Context: an optimization exercise on an open-source flow, tuned for small area and a short achievable clock period. The choices shown serve that exercise and are no tape-out recipe. Only simulation tests tie the RTL to the original design; equivalence was not proved. Not every run is shown, and edits may drop behaviour that the tests do not exercise.

Figure 1. The metal 1 layer (run 1).
Supply wires on this layer in gray.
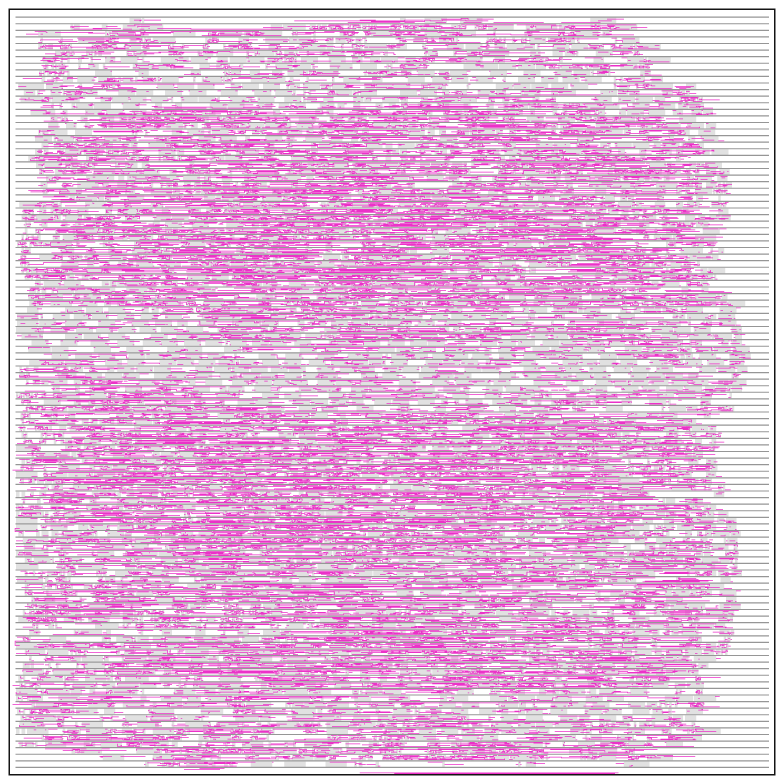
Figure 2. The metal 3 layer (run 1).
Scale bar: 100 um.
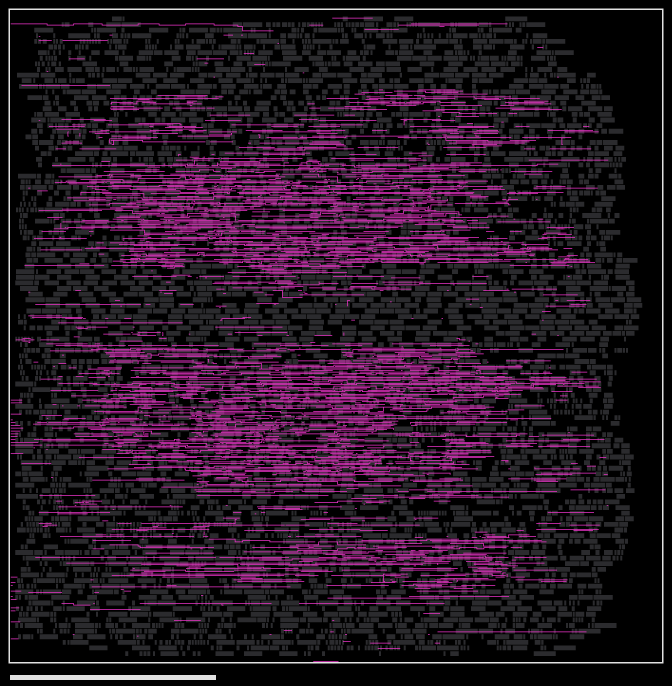
Figure 3. M4 wires (run 1).
Supply wires on this layer in gray.
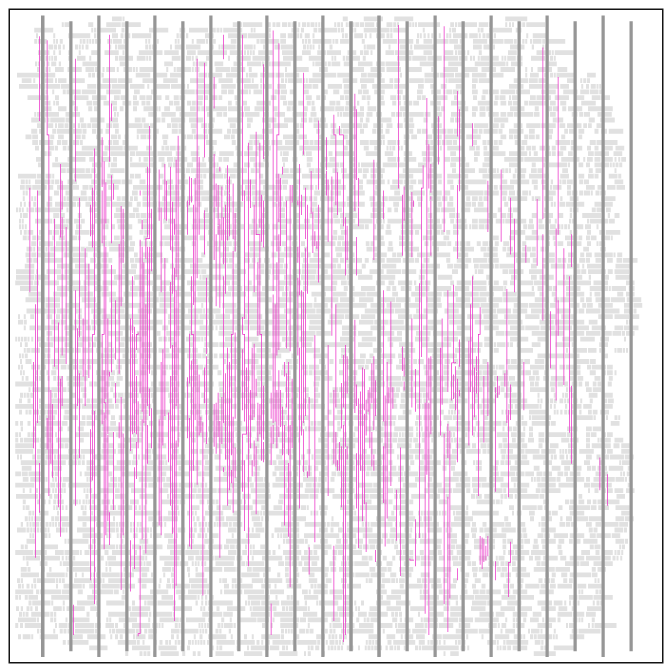
Figure 4. The worst timing path (run 1).
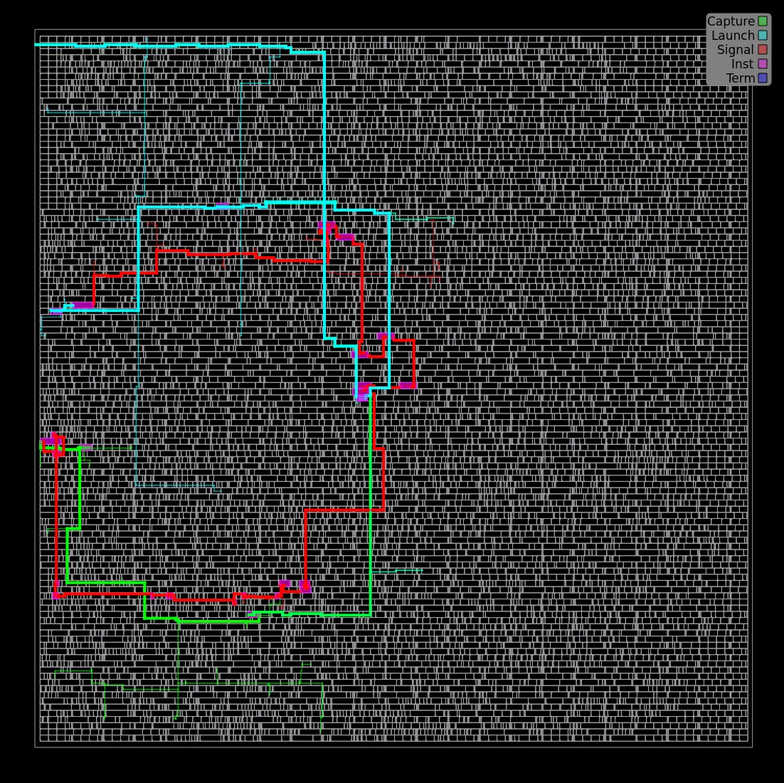
--- flow/design.v: outline only ---
// module LMS: 7342 lines
// module wb_lms: 68 lines
module wb_lms (
    input  wire        Clk,
    input  wire        Rst,
    input  wire        wb_cyc_i,
    input  wire        wb_stb_i,
    input  wire        wb_we_i,
    input  wire [31:0] wb_adr_i,
    input  wire [15:0] wb_dat_i,
    output reg  [15:0] wb_dat_o,
    output reg         wb_ack_o,
    output reg         irq_o
);
  // ...
==> flow/flow/run.sh <==
#!/bin/bash
# Standard synthesis, then full adders flipped to drop the inverters between them, then the
# standard layout from the floorplan on, with a clock tree of small buffers and no dummy loads, and
# small port buffers.
set -euo pipefail
R=$PWD/orfs/results/$FLOW_PLATFORM/wb_lms/base
bash standard.sh "$R/1_2_yosys.v" > synth.log 2>&1
python3 flow/fixinv.py "$R/1_2_yosys.v" "$R/1_2_yosys.fixed.v" > fixinv.log 2>&1
cp "$R/1_2_yosys.v" "$R/1_2_yosys.orig.v"
mv "$R/1_2_yosys.fixed.v" "$R/1_2_yosys.v"
touch "$R/1_2_yosys.v"
export CTS_ARGS="-sink_clustering_enable -repair_clock_nets -dont_use_dummy_load -buf_list {sky130_fd_sc_hd__clkbuf_4 sky130_fd_sc_hd__clkbuf_8}"
export BUFFER_PORTS_ARGS="-buffer_cell sky130_fd_sc_hd__buf_2"
bash standard.sh > layout.log 2>&1
==> flow/flow/fixinv.py <==
#!/usr/bin/env python3
"""Push inverters through full adders in a Yosys netlist.

A full adder is self-dual: FA(~a,~b,~c) = (~sum, ~cout). The adder extraction of the
standard synthesis leaves many inverters between full adders; this script chooses, for
every full adder, whether it works on inverted signals, so that as few inverters as
possible remain, and rewrites the netlist with only those inverters.
usage: fixinv.py in.v out.v
"""
import re, sys, random

src = open(sys.argv[1]).read()
inst_re = re.compile(r'^  (sky130_fd_sc_hd__\w+) (\S+) +\(\n((?:    \.\w+\([^\n]*\),?\n)+)  \);\n', re.M)
pin_re = re.compile(r'    \.(\w+)\((.*)\),?$')
cells = []  # [type, name, [(pin, net)], span]
for m in inst_re.finditer(src):
    pins = [pin_re.match(l).groups() for l in m.group(3).rstrip('\n').split('\n')]
    cells.append([m.group(1), m.group(2), pins, m.span()])

ninst = len(re.findall(r'^  sky130_fd_sc_hd__\w+ ', src, re.M))
if ninst != len(cells) or re.search(r'^\s*assign ', src, re.M):
    print(f"netlist not understood ({ninst} instances, {len(cells)} parsed); left as it is", file=sys.stderr)
    open(sys.argv[2], "w").write(src)
    sys.exit(0)
OUTP = {'X', 'Y', 'Q', 'Q_N', 'SUM', 'COUT', 'HI', 'LO'}
mod_m = re.search(r'^module \w+\((.*?)\);', src, re.M | re.S)
ports = set()
for m in re.finditer(r'^\s*(input|output)\s+(\[\d+:\d+\]\s+)?(\S+);', src, re.M):
    ports.add(m.group(3))
def base_name(n):
    n = n.strip()
    if n.startswith('\\'):
        return n.split(' ')[0][1:]
    return re.sub(r'\[\d+\]$', '', n)
def is_port(n):
    return base_name(n) in ports

def is_inv(t):
    return re.match(r'sky130_fd_sc_hd__(clk)?inv_\d+$', t) is not None
def is_fa(t):
    return re.match(r'sky130_fd_sc_hd__fa_\d+$', t) is not None

driver = {}
inv_of = {}  # out net -> in net for collapsible inverters
for ci, (t, name, pins, span) in enumerate(cells):
    for p, n in pins:
        if p in OUTP:
            driver[n.strip()] = ci
for ci, (t, name, pins, span) in enumerate(cells):
    if is_inv(t):
        d = dict(pins)
        o, a = d['Y'].strip(), d['A'].strip()
        if not is_port(o):
            inv_of[o] = a

def resolve(n):
    c = 0
    while n in inv_of:
        n = inv_of[n]; c ^= 1
    return n, c

flip = [0] * len(cells)
def is_x(t):
    return re.match(r'sky130_fd_sc_hd__x(n)?or2_1$', t) is not None
fa_ids = [ci for ci, c in enumerate(cells) if is_fa(c[0])]
x_ids = [ci for ci, c in enumerate(cells) if is_x(c[0])]
# consumer pins: (ci, pin, base, c)
cons = []
for ci, (t, name, pins, span) in enumerate(cells):
    if ci in () or (is_inv(t) and dict(pins)['Y'].strip() in inv_of):
        continue
    for pi, (p, n) in enumerate(pins):
        if p in OUTP: continue
        n = n.strip()
        if n.startswith("1'b") or n == '': continue
        b, c = resolve(n)
        cons.append((ci, pi, b, c))
by_base = {}
by_cell = {}
for k, (ci, pi, b, c) in enumerate(cons):
    by_base.setdefault(b, []).append(k)
    by_cell.setdefault(ci, []).append(k)
def f_drv(b):
    d = driver.get(b)
    return flip[d] if d is not None else 0
isfa = [is_fa(c[0]) for c in cells]
def need(k):
    ci, pi, b, c = cons[k]
    return c ^ (flip[ci] if isfa[ci] else 0) ^ f_drv(b)
ninv = {}
for b, ks in by_base.items():
    ninv[b] = sum(need(k) for k in ks)
def cost():
    return sum(1 for v in ninv.values() if v > 0)
start = cost()
outs_of = {ci: [n.strip() for p, n in cells[ci][2] if p in OUTP] for ci in fa_ids + x_ids}
def affected(ci):
    ks = set(by_cell.get(ci, [])) if isfa[ci] else set()
    for o in outs_of[ci]:
        ks.update(by_base.get(o, []))
    return ks
def do_flip(ci):
    ks = affected(ci)
    bases = set(cons[k][2] for k in ks)
    before = sum(1 for b in bases if ninv[b] > 0)
    for k in ks: ninv[cons[k][2]] -= need(k)
    flip[ci] ^= 1
    for k in ks: ninv[cons[k][2]] += need(k)
    after = sum(1 for b in bases if ninv[b] > 0)
    return after - before
import math
fl_ids = fa_ids + x_ids
random.seed(1)
cur = cost()
best = cur; bestflip = flip[:]
T = 2.0
nmoves = 400000
for it in range(nmoves):
    ci = random.choice(fl_ids)
    d = do_flip(ci)
    if d <= 0 or random.random() < math.exp(-d / T):
        cur += d
        if cur < best:
            best = cur; bestflip = flip[:]
    else:
        do_flip(ci)
    T = max(0.02, 2.0 * (1 - it / nmoves))
for ci in fl_ids:
    if flip[ci] != bestflip[ci]:
        do_flip(ci)
end = cost()
print(f"inverters: {len(inv_of)} collapsible, nets needing one before {start}, after {end}", file=sys.stderr)

# rewrite
newinv = {}
def esc(n):
    return n + ' ' if n.startswith('\\') else n
def inv_net(b):
    if b not in newinv:
        newinv[b] = f"_fixinv{len(newinv)}_"
    return newinv[b]
pieces = []
last = 0
for ci, (t, name, pins, span) in enumerate(cells):
    pieces.append(src[last:span[0]])
    last = span[1]
    if is_inv(t) and dict(pins)['Y'].strip() in inv_of:
        continue
    ks = {cons[k][1]: k for k in by_cell.get(ci, [])}
    lines = []
    for pi, (p, n) in enumerate(pins):
        if pi in ks:
            k = ks[pi]
            b = cons[k][2]
            n = inv_net(b) if need(k) else esc(b)
        if is_x(t) and flip[ci] and p in ('X', 'Y'):
            p = 'Y' if p == 'X' else 'X'
        lines.append(f"    .{p}({n})")
    if is_x(t) and flip[ci]:
        t = t.replace('xnor2', 'XOR2') if 'xnor2' in t else t.replace('xor2', 'xnor2')
        t = t.replace('XOR2', 'xor2')
    pieces.append(f"  {t} {name} (\n" + ",\n".join(lines) + "\n  );\n")
pieces.append(src[last:])
out = "".join(pieces)
decl = "".join(f"  wire {v};\n" for v in newinv.values())
# inv_2 has the area of inv_1: use it where an inverter drives more than two pins
nfo = {}
for k in range(len(cons)):
    if need(k):
        nfo[cons[k][2]] = nfo.get(cons[k][2], 0) + 1
def invcell(b):
    return "inv_2" if nfo.get(b, 0) > 2 else "inv_1"
cellsv = "".join(f"  sky130_fd_sc_hd__{invcell(b)} _fixinvc{i}_ (\n    .A({esc(b)}),\n    .Y({v})\n  );\n" for i, (b, v) in enumerate(newinv.items()))
k = out.rfind("endmodule")
out = out[:k] + cellsv + out[k:]
# declarations after the module header
m = re.search(r'^module \w+\(.*?\);\n', out, re.M | re.S)
out = out[:m.end()] + decl + out[m.end():]
open(sys.argv[2], "w").write(out)
==> flow/standard.sh <==
#!/bin/bash
# synth_recipe.tcl (not shown) runs the flow's synth.tcl, then flattens the netlist and writes it again
# the make line also repeats each setting of config.mk as NAME=value (left out here)
make -C /OpenROAD-flow-scripts/flow DESIGN_CONFIG=/design/flow/config.mk WORK_HOME=/design/flow/orfs CLKGATE_MAP_FILE= SYNTH_SCRIPT=/design/flow/synth_recipe.tcl "${@:-finish}"
==> flow/config.mk <==
export PLATFORM = sky130hd
export DESIGN_NAME = wb_lms
export DESIGN_NICKNAME = wb_lms
export VERILOG_FILES = /design/flow/design.v
export SDC_FILE = /design/flow/constraint.sdc
export NUM_CORES = 4
export LEC_CHECK = 0
export ABC_AREA = 1
export CAP_MARGIN = 20
export CORE_MARGIN = 2
export CORE_UTILIZATION = 55
export SETUP_SLACK_MARGIN = 2.4
export SLEW_MARGIN = 20
==> flow/constraint.sdc <==
create_clock -name core_clock -period 10.0 [get_ports {Clk}]
set_input_delay 2.0000 -clock core_clock [delete_from_list [all_inputs] [get_ports {Clk}]]
set_output_delay 2.0000 -clock core_clock [all_outputs]
set_load 0.01 [all_outputs]
==> impl_metrics.csv, run 1 <==
group,metric,value,unit
synthesis,avgSynthCellArea,9.41,sq um
sta,maxSlewHeadroom,0.295,
cts,root_buffer,"clkbuf_8",
die,num_io_pins,71,
critical_path,r2r_cells,24,
sta,setup_viol,0,
die,design.die.area,99700,sq um
critical_path,cp-start-kind,"flop",
sta,fin_crit_sh,0.755,
sta,tightest_slew,1060,ps
global_route,gr-max-usage-layer,"met2",
global_route,grt_use_met1,0.530,
global_route,use_met2,0.576,
placed_design,place_ws,2230,ps
placed_design,dpl.hpwl,141000,um
cells_and_area,syn_to_final_growth,4.11,%
cts,postCtsHoldBufs,0,
sta,layout_setup_ws,2450,ps
cells_and_area,layout.nets,6672,
sta,fmax,132,MHz
cts,htreeDepth,2,
drt,drt-initial-drc-count,6293,
cts,cts_made_buffers,56,
drt,ant_nets,0,
cts,path_clk_slew,50,ps
critical_path,rrSetupSlack,2450,ps
global_route,grt_usage,0.406,
synthesis,synth_warnings,2,
global_route,grt_pass1_wl,297000,um
die,initial_utilization,0.554,
drt,wire_per_inst,30.0,um
sta,hold_viol_final,0,
cts,clock-sinks,255,
cts,cts_buffer_depth,3,
cts,cts_tree,"built",
sta,finalClockSkew,63.4,ps
cells_and_area,fillers,8479,
outcome,status,"finished clean",
critical_path,criticalPathCategory,"flop to flop",
drt,via_per_inst,6.73,
run,maxCapViolCount,0,
sta,rsz0062_at_grt,"false",
synthesis,synthCells,5681,
global_route,grt_pass1_vias,45700,
worst_hold_path,hold_depth,2,
critical_path,cp_max_fo,17,
drt,dr.pass1.iters,9,
cells_and_area,drive_gt1_frac,0.0898,
Back to the opening pictures, Figure 1:
longest straight run: 107 um
nets with wire on the layer: 5943
share of all routed wire: 37%

Back to the opening pictures, Figure 2:
longest straight run: 152 um
main direction: horizontal
Routed WL: 199000 um
total number of vias: 44700
routing usage on met3: 0.148

Back to the opening pictures, Figure 3:
main direction: vertical
longest straight run: 205 um
nets with wire on the layer: 279
wire length on this layer: 15500 um
share of all routed wire: 7.8%

Back to the opening pictures, Figure 4:
Post-Layout Cell Count: 6645
Final min period: 7550 ps
Setup TNS Final: 0 ps

[run 1: stage by stage]
| step | util | hold WS, ps | cell area [sq um] |
|---|---|---|---|
| 2_1_floorplan | - | 349 | 53500 |
| 3_3_place_gp | 0.563 | 468 | 54300 |
| 3_5_place_dp | 0.563 | 465 | 54300 |
| 4_1_cts | 0.572 | 490 | 55200 |
| 5_1_grt | 0.576 | 508 | 55600 |
| 6_report | 0.576 | 493 | 55700 |
[run 1: layer usage]
metal  up-vias  share of wire  routed length, um
met2      3583           0.41              82100
met3       846           0.14              28800
li1      18300              -                  -
met5         -        0.00022                 44
met4         4          0.078              15500
met1     22000           0.37              72900
[run 1: final cells by class]
class | count | area, sq um | share of cell area
diodes | 3 | 7.51 | 0.000135
clock buffers | 56 | 771 | 0.0138
inverters | 457 | 1750 | 0.0315
multi-input cells | 4386 | 43300 | 0.777
flip-flops and latches | 255 | 6620 | 0.119
well taps | 1276 | 1600 | 0.0287
repair buffers | 212 | 1650 | 0.0297
[run 1: placed cells by master, fill, tap and decap left out, types with 9 or more instances in the layout]
cell type and instances:
o22ai_1 970, fa_1 913, xor2_1 613, xnor2_1 469, inv_1 393, nand2_1 388, ha_1 337, nor2_1 201
a21oi_1 165, dfrtp_1 159, buf_4 148, o21ai_0 111, nand3_1 76, clkbuf_8 57, inv_2 49, buf_2 42
dfstp_2 36, dfstp_4 28, dfrtp_2 28, or2_2 25, a211oi_1 14, nor4_1 13, nor3_1 11, buf_6 11
a31oi_1 10, inv_4 10, buf_12 9
[run 1: timing repair]
action | in CTS | in global routing
cloned | 1 | 2
pin swaps | 2 | 8
endpoints found under the setup margin | 17 | 43
buffers inserted | 5 | 16
resized for setup | 5 | 104
[run 1: worst max-delay path: stages, from the launching register on]
cell and delay (ps):
dfrtp_1 880, o22ai_1 240, xor2_1 200, fa_1 530
fa_1 640, fa_1 470, fa_1 490, fa_1 420
fa_1 530, fa_1 540, ha_1 240, ha_1 300
ha_1 330, a21oi_1 260, o21ai_0 130, a21oi_1 250
inv_1 70, nand2_1 60, nand2_1 110, nand2_1 80
nand2_1 50, a21oi_1 290, nand3_1 140, nand3_1 100
a21oi_1 60
==> run 2: changes to the inputs <==
--- a/flow/config.mk
+++ b/flow/config.mk
@@ -10,4 +10,4 @@
 export CORE_MARGIN = 2
 export CORE_UTILIZATION = 55
-export SETUP_SLACK_MARGIN = 2.4
+export SETUP_SLACK_MARGIN = 2.8
 export SLEW_MARGIN = 20
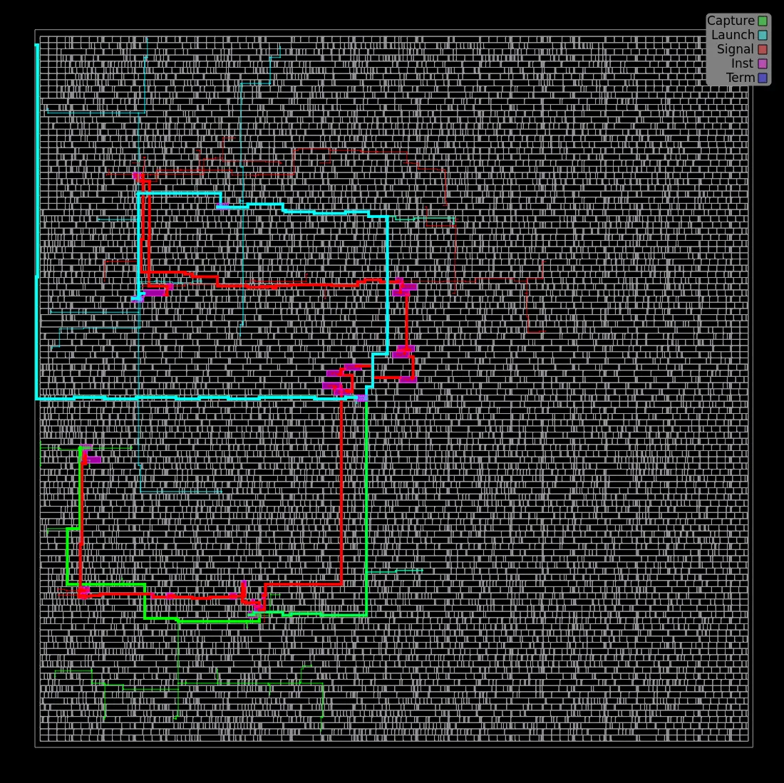
Figure 5: run 2, the worst timing path.
Final min period: 7130 ps
final worst slack: 2870 ps

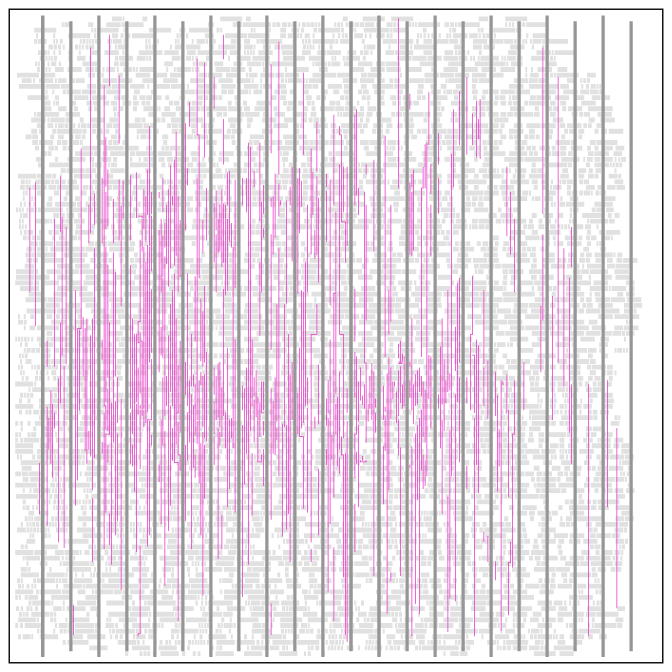
Figure 6: run 2, M4 wires.
Supply wires on this layer in gray.
share of all routed wire: 8.2%
wire length on this layer: 17100 um
longest straight run: 204 um
total number of vias: 46000
Routed WL: 207000 um

==> impl_metrics.csv, run 2 <==
group,metric,value,unit
outcome,status,"finished clean",
sta,fmax,140,MHz
sta,drv_slew,0,
cells_and_area,layout.nets,6852,
cells_and_area,syn_to_final_growth,8.17,%
drt,drt-initial-drc-count,6909,
sta,setup_tns,0,ps
sta,hold_viol_final,0,
die,design.die.area,99700,sq um
critical_path,cp-start-kind,"flop",
placed_design,dp.cells,6562,
critical_path,worstSetupEndpointType,"flop",
sta,worst_hold_slack,492,ps
critical_path,r2r_cells,25,
cells_and_area,mostFrequentLayoutCells,"o22ai_1, fa_1, xor2_1",
placed_design,place_ws,2230,ps
worst_hold_path,hold_depth,2,
cts,postCtsHoldBufs,0,
critical_path,path_common_cell,"fa_1",
cells_and_area,final_common_cell,"o22ai_1",
placed_design,gp_congestion,0.959,
run,maxCapViolCount,0,
die,dieWidth,316,um
sta,rsz0062_at_grt,"true",
die,coreArea,96600,sq um
critical_path,cp_max_fo,24,
synthesis,synth_fp_nets,6985,
critical_path,worstPathArrival,7750,ps
critical_path,rrSetupSlack,2870,ps
drt,drc,0,
cts,cts_buffer_depth,3,
critical_path,slowest_stage,"fa_2",
cells_and_area,finish.utilization,0.599,
global_route,grt_usage,0.410,
cts,root_buffer,"clkbuf_8",
die,initial_utilization,0.554,
drt,wire_per_inst,30.4,um
cts,cts_made_buffers,56,
sta,finalClockSkew,61.4,ps
drt,ant_nets,0,
global_route,grt_pass1_vias,46000,
global_route,antenna_found_initial,9,
die,num_io_pins,71,
cts,clock-sinks,255,
placed_design,io_buffers,42,
critical_path,path_buf_inv,6,
critical_path,cp_top_family,"adder cells",
synthesis,synth_warnings,2,
worst_hold_path,hold_path_class,"flop to flop",
die,row_count,114,
synthesis,syn-cell-area,53500,sq um
global_route,grt_overflow,0,
cells_and_area,layout.cells.non_filler,6828,
global_route,grt_max_degree,93,
critical_path,crit_cells,25,
sta,tightest_slew,1030,ps
sta,setup_viol,0,
placed_design,dpl.hpwl,141000,um
synthesis,synthCells,5681,
sta,maxSlewHeadroom,0.311,
drt,via_per_inst,6.73,
cells_and_area,fillers,8329,
synthesis,avgSynthCellArea,9.41,sq um
global_route,grt_pass1_wl,300000,um
critical_path,criticalPathCategory,"flop to flop",
drt,dr.pass1.iters,10,
cts,htreeDepth,2,
cells_and_area,drive_gt1_frac,0.129,
die,fp.dieH,316,um
cts,path_clk_slew,60,ps
cts,cts_tree,"built",
sta,fin_crit_sh,0.713,
critical_path,max_stage_delay,640,ps
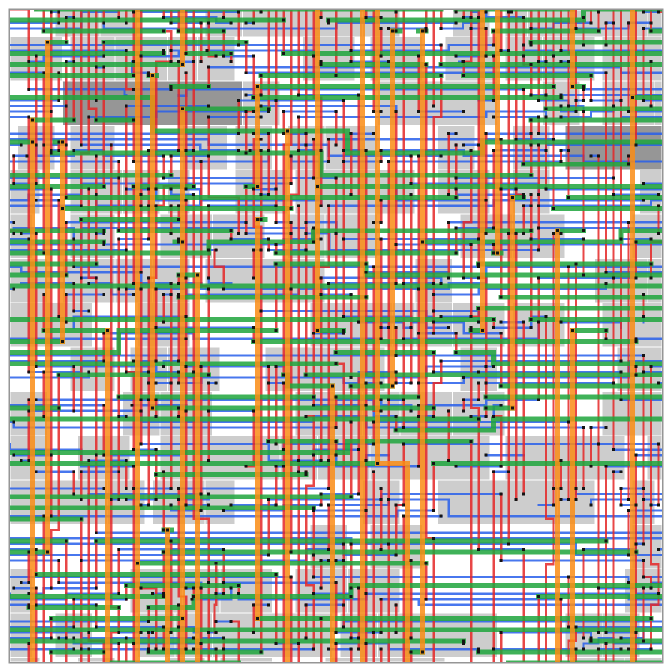
Figure 7: run 2, zoomed window.
Region (138, 201) to (178, 241) um. Cells in gray, sequential cells in the stronger gray; small squares are vias.
[M1] blue
[M2] red
[M3] green
[M4] orange
sequential cells in the window: 2
most frequent: o22ai_1 (41), xnor2_1 (20), xor2_1 (17)
cells with their middle in the window: 109

## run 2: final cells by class
class	instances	area [sq um]	area share
multi-input cells	4385	43400	0.750
flip-flops and latches	255	6810	0.118
repair buffers	393	3430	0.0594
inverters	457	1820	0.0315
well taps	1276	1600	0.0276
clock buffers	56	771	0.0133
diodes	6	15.0	0.000260
## run 2: worst register-to-register path, stage by stage, from the launching register on
cell and delay, ps:
dfrtp_1 360, buf_4 250, inv_6 360, xnor2_1 190
fa_1 460, fa_1 510, fa_1 400, fa_1 460
fa_1 420, fa_1 400, fa_1 470, fa_1 390
fa_2 640, inv_1 100, ha_1 310, inv_2 80
o21ai_0 120, a21oi_2 210, inv_1 60, nand2_1 60
nand2_1 100, inv_1 70, nand2_1 100, or2_2 280
nand3_1 130, a21oi_1 80
## run 2: what timing repair did
item | CTS | global route
buffers inserted | 38 | 161
gates resized for setup | 115 | 208
pin swaps | 7 | 20
endpoints found under the setup margin | 44 | 45
gates cloned | 2 | 3
## run 2: stage by stage
stage	cell area [sq um]
after detailed placement	54300
after CTS	55800
after global placement	54300
final	57800
after floorplan	53500
after global routing	57800
## run 2: layer usage
metal  share of wire  vias up  track usage
met5               0        -      0.00237
met4           0.082        0        0.244
met3            0.15      948        0.154
met2            0.41     3867        0.582
met1            0.36    22500        0.534
li1                -    18700            -
==> run 3: changes to the inputs <==
--- a/flow/config.mk
+++ b/flow/config.mk
@@ -10,4 +10,4 @@
 export CORE_MARGIN = 2
 export CORE_UTILIZATION = 55
-export SETUP_SLACK_MARGIN = 2.8
+export SETUP_SLACK_MARGIN = 3.0
 export SLEW_MARGIN = 20
==> impl_metrics.csv, run 3 <==
group,metric,value,unit
cts,root_buffer,"clkbuf_8",
sta,fin_crit_sh,0.695,
drt,drt-initial-drc-count,7592,
synthesis,syn-cell-area,53500,sq um
die,num_io_pins,71,
sta,setup_tns,0,ps
sta,drv_slew,0,
cts,cts_tree,"built",
placed_design,gp_congestion,0.959,
cts,path_clk_slew,60,ps
placed_design,dpl_cell_area,54300,sq um
cells_and_area,multi_input_area,43800,sq um
cells_and_area,drive_gt1_frac,0.149,
synthesis,synthCells,5681,
global_route,grt_overflow,0,
sta,finalClockSkew,57.8,ps
cts,clock-sinks,255,
global_route,antenna_found_initial,9,
critical_path,worstSetupEndpointType,"flop",
drt,via_per_inst,6.78,
drt,drc,0,
cells_and_area,postLayoutCellArea,58700,sq um
die,dieWidth,316,um
global_route,met3_usage,0.181,
outcome,status,"finished clean",
sta,fmax,144,MHz
cells_and_area,layout.nets,6885,
critical_path,path_common_cell,"fa_1",
critical_path,rrSetupSlack,3050,ps
global_route,grt_pass1_wl,311000,um
cells_and_area,fillers,8197,
run,maxCapViolCount,0,
critical_path,max_stage_delay,790,ps
cells_and_area,final_common_cell,"o22ai_1",
placed_design,place_ws,2230,ps
cts,cts_buffer_depth,3,
global_route,gr-max-usage-layer,"met2",
placed_design,io_buffers,42,
cells_and_area,mostFrequentLayoutCells,"o22ai_1, fa_1, xor2_1",
drt,wire_per_inst,31.3,um
synthesis,synth_warnings,2,
global_route,use_met2,0.605,
sta,setup_viol,0,
worst_hold_path,hold_path_class,"flop to flop",
critical_path,cp-start-kind,"flop",
worst_hold_path,hold_depth,2,
die,fp.dieH,316,um
die,initial_utilization,0.554,
-- run 3: per-layer routing --
metal	share of wire	vias to the layer above
li1	-	18700
met1	0.35	22700
met3	0.15	1060
met4	0.088	2
met5	0.00039	-
met2	0.40	3982
-- run 3: worst max-delay path, delay by kind of cell, from the launching register on --
family	cells	cell delay [ps]
flops	1	790
compound gates	3	390
xor+xnor	2	410
buf+inv	4	320
fa+ha+maj	10	4420
simple gates	4	480
-- run 3: final cells by class --
| cell class | instances | share of cell area |
|---|---|---|
| multi-input combinational | 4385 | 0.745 |
| inverter | 457 | 0.0310 |
| sequential | 255 | 0.116 |
| tap | 1276 | 0.0272 |
| clock buffer | 56 | 0.0131 |
| antenna | 6 | 0.000256 |
| timing repair buffer | 426 | 0.0671 |
-- run 3: repair_timing --
item,CTS,global route
hold buffers,0,0
pin swaps,17,59
endpoints found under the setup margin,54,48
buffers inserted,173,53
gates cloned,4,7
resized for setup,220,213
-- run 3: through the flow --
step	std cells	hold WS, ps
2_1_floorplan	5681	349
3_3_place_gp	6562	468
3_5_place_dp	6562	465
4_1_cts	6795	490
5_1_grt	6857	508
6_report	6861	491
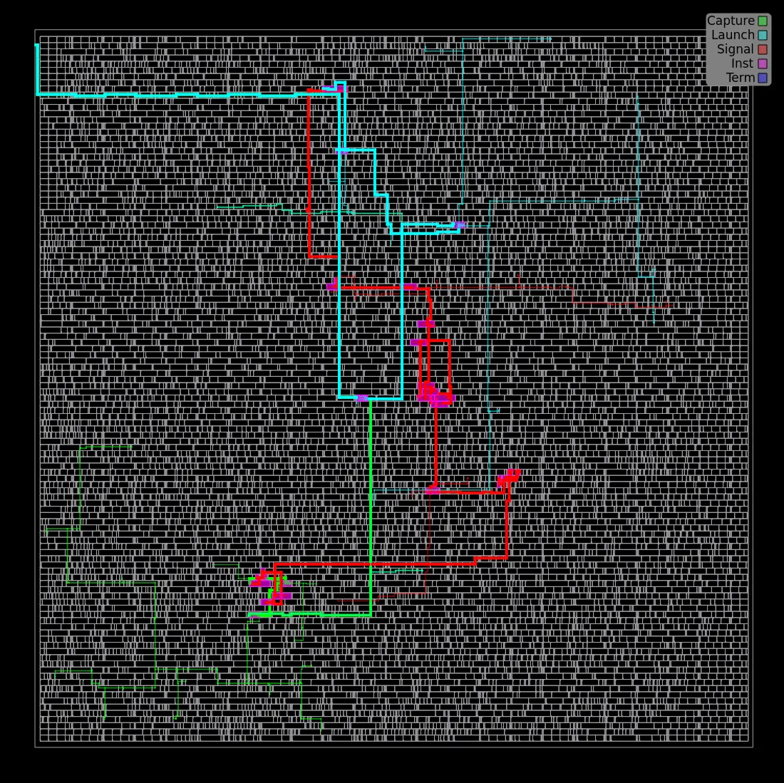
Figure 8: run 3, the worst timing path.
final worst slack: 3050 ps
Final Util: 0.608
Post-Layout Cell Count: 6861
Final min period: 6950 ps

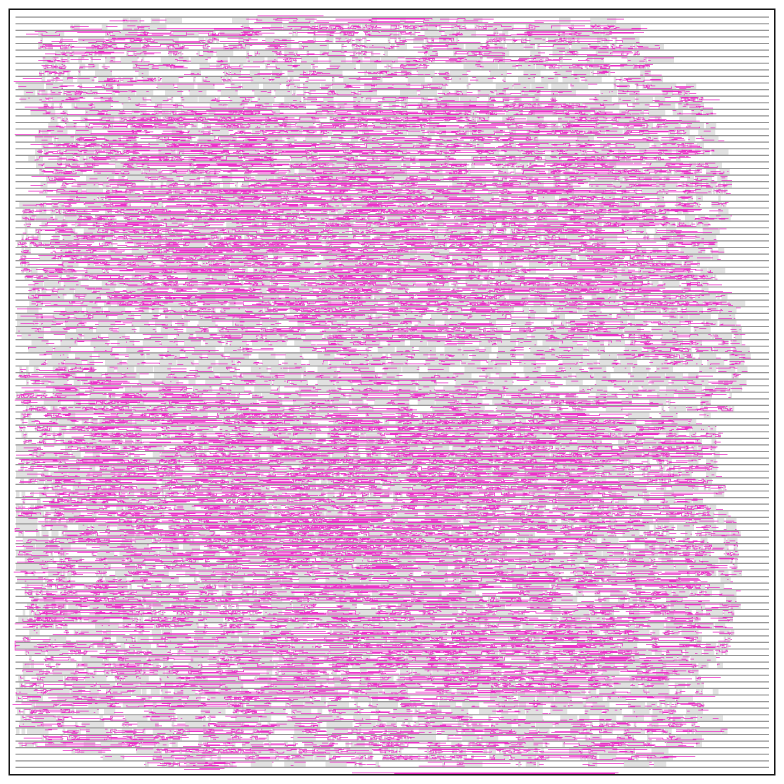
Figure 9: run 3, the metal 1 layer.
Supply wires on this layer in gray.
share of all routed wire: 35%
wire length on this layer: 76.0 mm
nets with wire on the layer: 6153
Routed WL: 215000 um
met1 Track Usage GR: 0.546
total number of vias: 46500

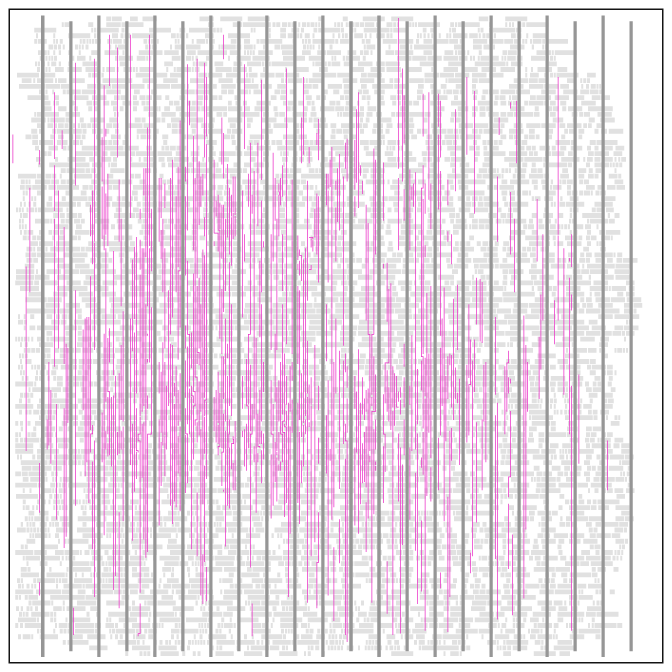
Figure 10: run 3, M4 wires.
Supply wires on this layer in gray.
nets with wire on the layer: 352
wire length on this layer: 18800 um
share of all routed wire: 8.8%
main direction: vertical
longest straight run: 180 um

afterwards: timing with drivers on the ports:
Ports are ideal in the flow. The routed layouts listed here were re-timed in OpenROAD.
Step 1, drivers: a clkbuf_16 drives Clk and a buf_2 each remaining input, both assumed.
Step 2 times the ports against the registers' clock, not the clock port: input delays grow and output delays shrink by t, the midpoint of the rising clock arrivals with the driver on.
a / b / c = ideal / step 1 / step 2; a / b = the first two.
run | t, ns | setup slack, ns | worst data-port slew with drivers (ns)
run 1 | 0.794 | 2.451 / 2.451 / 2.451 | 0.11
run 2 | 0.792 | 2.866 / 2.866 / 2.866 | 0.08
run 3 | 0.800 | 3.055 / 3.055 / 3.055 | 0.11
After both steps every run listed still meets setup and hold.
